This is an optimization exercise on Yosys and OpenROAD, whose aim is small area and a short achievable clock period, not a production implementation.
The RTL was checked by simulation tests, not by an equivalence proof against the original design.

==> design.v <==
`timescale 1ns/1ps
module systolic_array (
    input wire clk,
    input wire reset,
    input wire [71:0] activation_stream,  
    input wire [31:0] weight_stream,      
    output reg [127:0] result             
);
    reg [7:0] activation [0:2][0:2]; 
    reg [7:0] weight [0:1][0:1];  
    reg [31:0] partial_sum [0:1][0:1]; 
    integer i, j;
    always @(posedge clk or posedge reset) begin
        if (reset) begin
            for (i = 0; i < 2; i = i + 1) begin
                for (j = 0; j < 2; j = j + 1) begin
                    partial_sum[i][j] <= 0;
                end
            end
        end else begin
            for (i = 0; i < 2; i = i + 1) begin
                for (j = 0; j < 2; j = j + 1) begin
                    partial_sum[i][j] <= 
                        (activation[i][j]   * weight[0][0]) +
                        (activation[i][j+1] * weight[0][1]) +
                        (activation[i+1][j] * weight[1][0]) +
                        (activation[i+1][j+1] * weight[1][1]);
                end
            end
        end
    end
    always @(posedge clk) begin
        if (!reset) begin
            activation[0][0] <= activation_stream[0*8 +: 8];
            activation[0][1] <= activation_stream[1*8 +: 8];
            activation[0][2] <= activation_stream[2*8 +: 8];
            activation[1][0] <= activation_stream[3*8 +: 8];
            activation[1][1] <= activation_stream[4*8 +: 8];
            activation[1][2] <= activation_stream[5*8 +: 8];
            activation[2][0] <= activation_stream[6*8 +: 8];
            activation[2][1] <= activation_stream[7*8 +: 8];
            activation[2][2] <= activation_stream[8*8 +: 8];
            weight[0][0] <= weight_stream[0*8 +: 8];
            weight[0][1] <= weight_stream[1*8 +: 8];
            weight[1][0] <= weight_stream[2*8 +: 8];
            weight[1][1] <= weight_stream[3*8 +: 8];
            result[0*32 +: 32] <= partial_sum[0][0];
            result[1*32 +: 32] <= partial_sum[0][1];
            result[2*32 +: 32] <= partial_sum[1][0];
            result[3*32 +: 32] <= partial_sum[1][1];
        end
    end
endmodule
==> run.sh <==
#!/bin/bash
# synth_recipe.tcl (not shown) runs the flow's synth.tcl, then flattens the netlist and writes it again
# the make line also repeats each setting of config.mk as NAME=value (left out here)
make -C /OpenROAD-flow-scripts/flow DESIGN_CONFIG=/design/flow/config.mk WORK_HOME=/design/flow/orfs CLKGATE_MAP_FILE= SYNTH_SCRIPT=/design/flow/synth_recipe.tcl finish
==> config.mk <==
export PLATFORM = sky130hd
export DESIGN_NAME = systolic_array
export DESIGN_NICKNAME = systolic_array
export VERILOG_FILES = /design/flow/design.v
export SDC_FILE = /design/flow/constraint.sdc
export NUM_CORES = 4
export LEC_CHECK = 0
export CAP_MARGIN = 20
export CORE_MARGIN = 2
export CORE_UTILIZATION = 40
export SLEW_MARGIN = 20
==> constraint.sdc <==
create_clock -name core_clock -period 8.0 [get_ports {clk}]
set_input_delay 1.6000 -clock core_clock [delete_from_list [all_inputs] [get_ports {clk}]]
set_output_delay 1.6000 -clock core_clock [all_outputs]
set_load 0.01 [all_outputs]
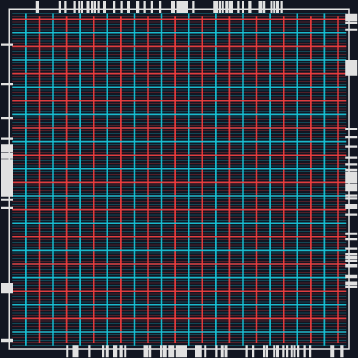
Fig. 1. PDN straps and rails.
(1 px per micron) Pins as bars on the die edge.
Red shows VDD. Cyan shows VSS.
234 signal pins sit on the boundary. 123 met1 rails follow the rows. 24 straps on met5. 24 straps on met4.

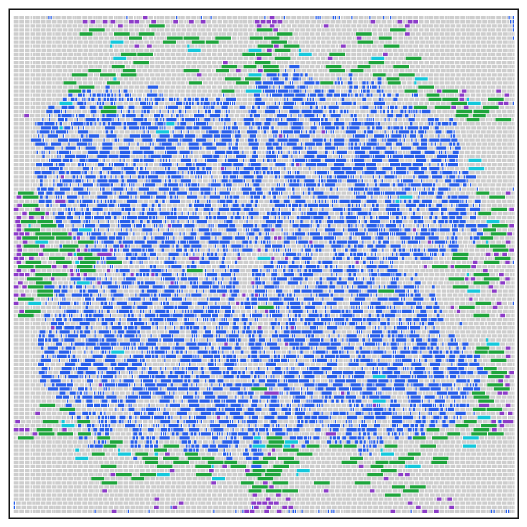
Fig. 2. Placed cells, one color a class.
(1.5 px per micron) Fill, decap, tap and diode cells in gray.
Blue shows combinational and other logic, cells 3995. Cyan shows clock drivers and dummy loads, cells 64. Purple shows other buffers and delay cells, cells 247. Green shows flops, cells 256.

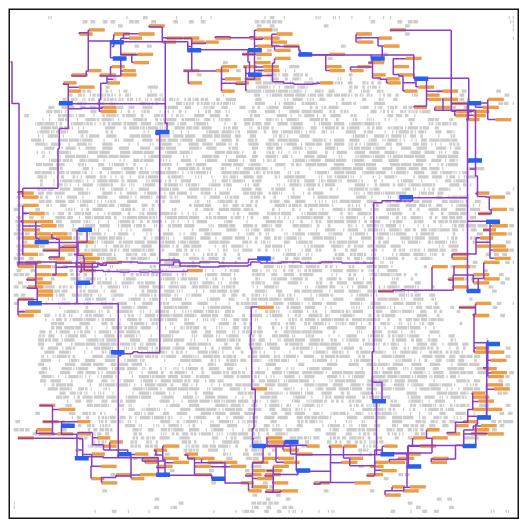
Fig. 3. Clock network drawn from the DEF.
(1.5 px per micron)
Purple shows clock wires, length 5220 microns. Blue shows clock drivers, count 35. Orange shows flip-flops, count 256.
Position of the flops: all over the die.
Clk Latency, worst-skew pair: 610 ps
final clock skew: 40.0 ps

==> results.json <==
{
  "synth_edf_count": 180,
  "worstMarginPinSlew_ps": 1140,
  "path_class": "register to register",
  "fin_cells": 6054,
  "cp_max_fo": 16,
  "crit_path_frequent_cell": "fa_1",
  "setup_violations": 0,
  "grt_max_degree": 132,
  "cts_buffer_depth": 3,
  "core_sq_um": 111000,
  "ctsResizeCount": 0,
  "hp-class": "register to register",
  "yosysSeqAreaShare_pct": 16.3,
  "area_growth_pct": 10.4,
  "startpoint": "weight[1][3]",
  "hold_path.startpoint": "partial_sum[2][14]",
  "route.detailed.drc": 0,
  "cp-end-kind": "register",
  "final_nets": 6059,
  "port_buffers": 181,
  "placementRows": 122,
  "status": "finished clean",
  "post-cts-setup-buffer-count": 0,
  "cts_root_buf": "clkbuf_16",
  "cp_slowest_cell": "edfxtp_1",
  "firstDrtPassIters": 5,
  "drtIter0Drc": 1370,
  "synth_ff_type": "edfxtp_1",
  "cts_hold_buffers": 0,
  "io_pins": 234,
  "maxCapViolations": 0,
  "worst-path-buf-inv": 3,
  "die_x_microns": 338,
  "grt.total_usage_pct": 19.8,
  "layout-drive-gt1-share_pct": 2.87,
  "cts_made_buffers": 35,
  "post-route-min-period_ps": 7350,
  "htreeDepth": 2,
  "wl_microns": 108000,
  "layout_commonest_cell": "inv_1",
  "required_ps": 8450,
  "setup-tns-final_ps": 0,
  "start_util_pct": 40.3,
  "synth_cells": 4408,
  "yosys_warnings": 4,
  "synthesis.area_sq_um": 44700,
  "avgSynthCellArea_sq_um": 10.1,
  "num_vias": 28500,
  "fmax_mhz": 136,
  "ys_seq_elements": 256,
  "dieArea_sq_um": 114000,
  "first_global_vias": 31300
}
sequential cells by signal, summed over array words and instances, names as in the netlist:
signal       count
partial_sum     76
result          76
activation      72
weight          32
area by class of cell:
type                            count  area, sq um
Fill cell                       10700        61500
Multi-Input combinational cell   2782        32100
Sequential cell                   256         7310
Inverter                         1213         4560
Timing Repair Buffer              247         2410
Tap cell                         1488         1860
Clock buffer                       48          966
Clock inverter                     16          184
Antenna cell                        4         10.0
path summary, 6_finish.rpt:
| kind | cells after the start | end | slack (ps) |
|---|---|---|---|
| max | 19 | partial_sum[3][14] | 650 |
| min | 0 | result[78] | 410 |
| max reg2reg | 19 | partial_sum[3][14] | 650 |
| min reg2reg | 0 | result[78] | 410 |
| max in group asynchronous | 4 | partial_sum[2][18] | 5330 |
| min in group asynchronous | 3 | partial_sum[0][2] | 1510 |
metal layers:
metal	global-route usage (%)	share of wire, %	up-vias
met3	2.46	4.9	111
met4	4.70	2.4	0
met2	33.0	49	665
met1	27.4	44	14700
met5	0	0	-
li1	-	-	13000
synth_stat cells, types with 19 or more instances:
library cell / count / area, sq um
dfrtp_1: 76 / 1900
fa_1: 900 / 18000
xor2_1: 19 / 166
o21ai_0: 20 / 100
and2_1: 650 / 4070
ha_1: 518 / 6480
clkbuf_1: 155 / 582
nand2_1: 399 / 1500
nor2_1: 28 / 105
xnor2_1: 31 / 272
a21oi_1: 39 / 195
edfxtp_1: 180 / 5410
buf_4: 52 / 390
inv_1: 1213 / 4550
metrics by stage:
stage                     hold slack [ps]  setup WS [ps]  util, %  cell area, sq um
final                                 411            647     44.5             49300
after global routing                  421            367     44.5             49300
after CTS                             410            705     44.5             49300
after detailed placement              404            779     43.5             48200
after global placement                402            797     43.4             48100
after floorplan                       401           1690        -             44900
worst register-to-register path: cells and delay by family (launching register included):
| kind | cells | cell delay (ps) |
|---|---|---|
| buffers and inverters | 3 | 480 |
| AO/OA/AOI/OAI | 3 | 940 |
| flip-flops | 1 | 1040 |
| AND/OR/NAND/NOR | 3 | 460 |
| XOR/XNOR | 1 | 130 |
| adder cells (fa/ha/maj) | 9 | 4150 |
cells by family after synthesis:
group                    share of synthesized area (%)
multiplexers                                    0.0224
AND/OR/NAND/NOR                                   13.4
XOR/XNOR                                         0.980
other                                          0.00839
adder cells (fa/ha/maj)                           54.8
buffers and inverters                             12.4
AO/OA/AOI/OAI                                     2.10
flip-flops                                        16.3

[port drivers added, routing unchanged]
The flow's constraints put no driver on any port. The routed layout listed below was extracted and timed again, unchanged, in two steps.
Step 1, drivers: a clkbuf_16 drives clk and a buf_2 each remaining input, both assumed.
Step 2 adds t to the input delays and takes it off the output delays; t is the mean of the earliest and latest rising clock arrival at the registers after step 1. Input paths then give back, and output paths get back, about the clock's delay inside the block.
Slacks: ideal ports / drivers / drivers and shift; pairs: ideal ports / drivers.
shift t [ns]: 0.659
setup WS [ns]: 0.647 / 0.647 / 0.647
latest minus earliest clock arrival (ns): 0.040 / 0.040
After both steps this run still meets setup and hold. The setup slack of this run moves by 0.000 ns with the drivers and by 0.000 ns with both steps.
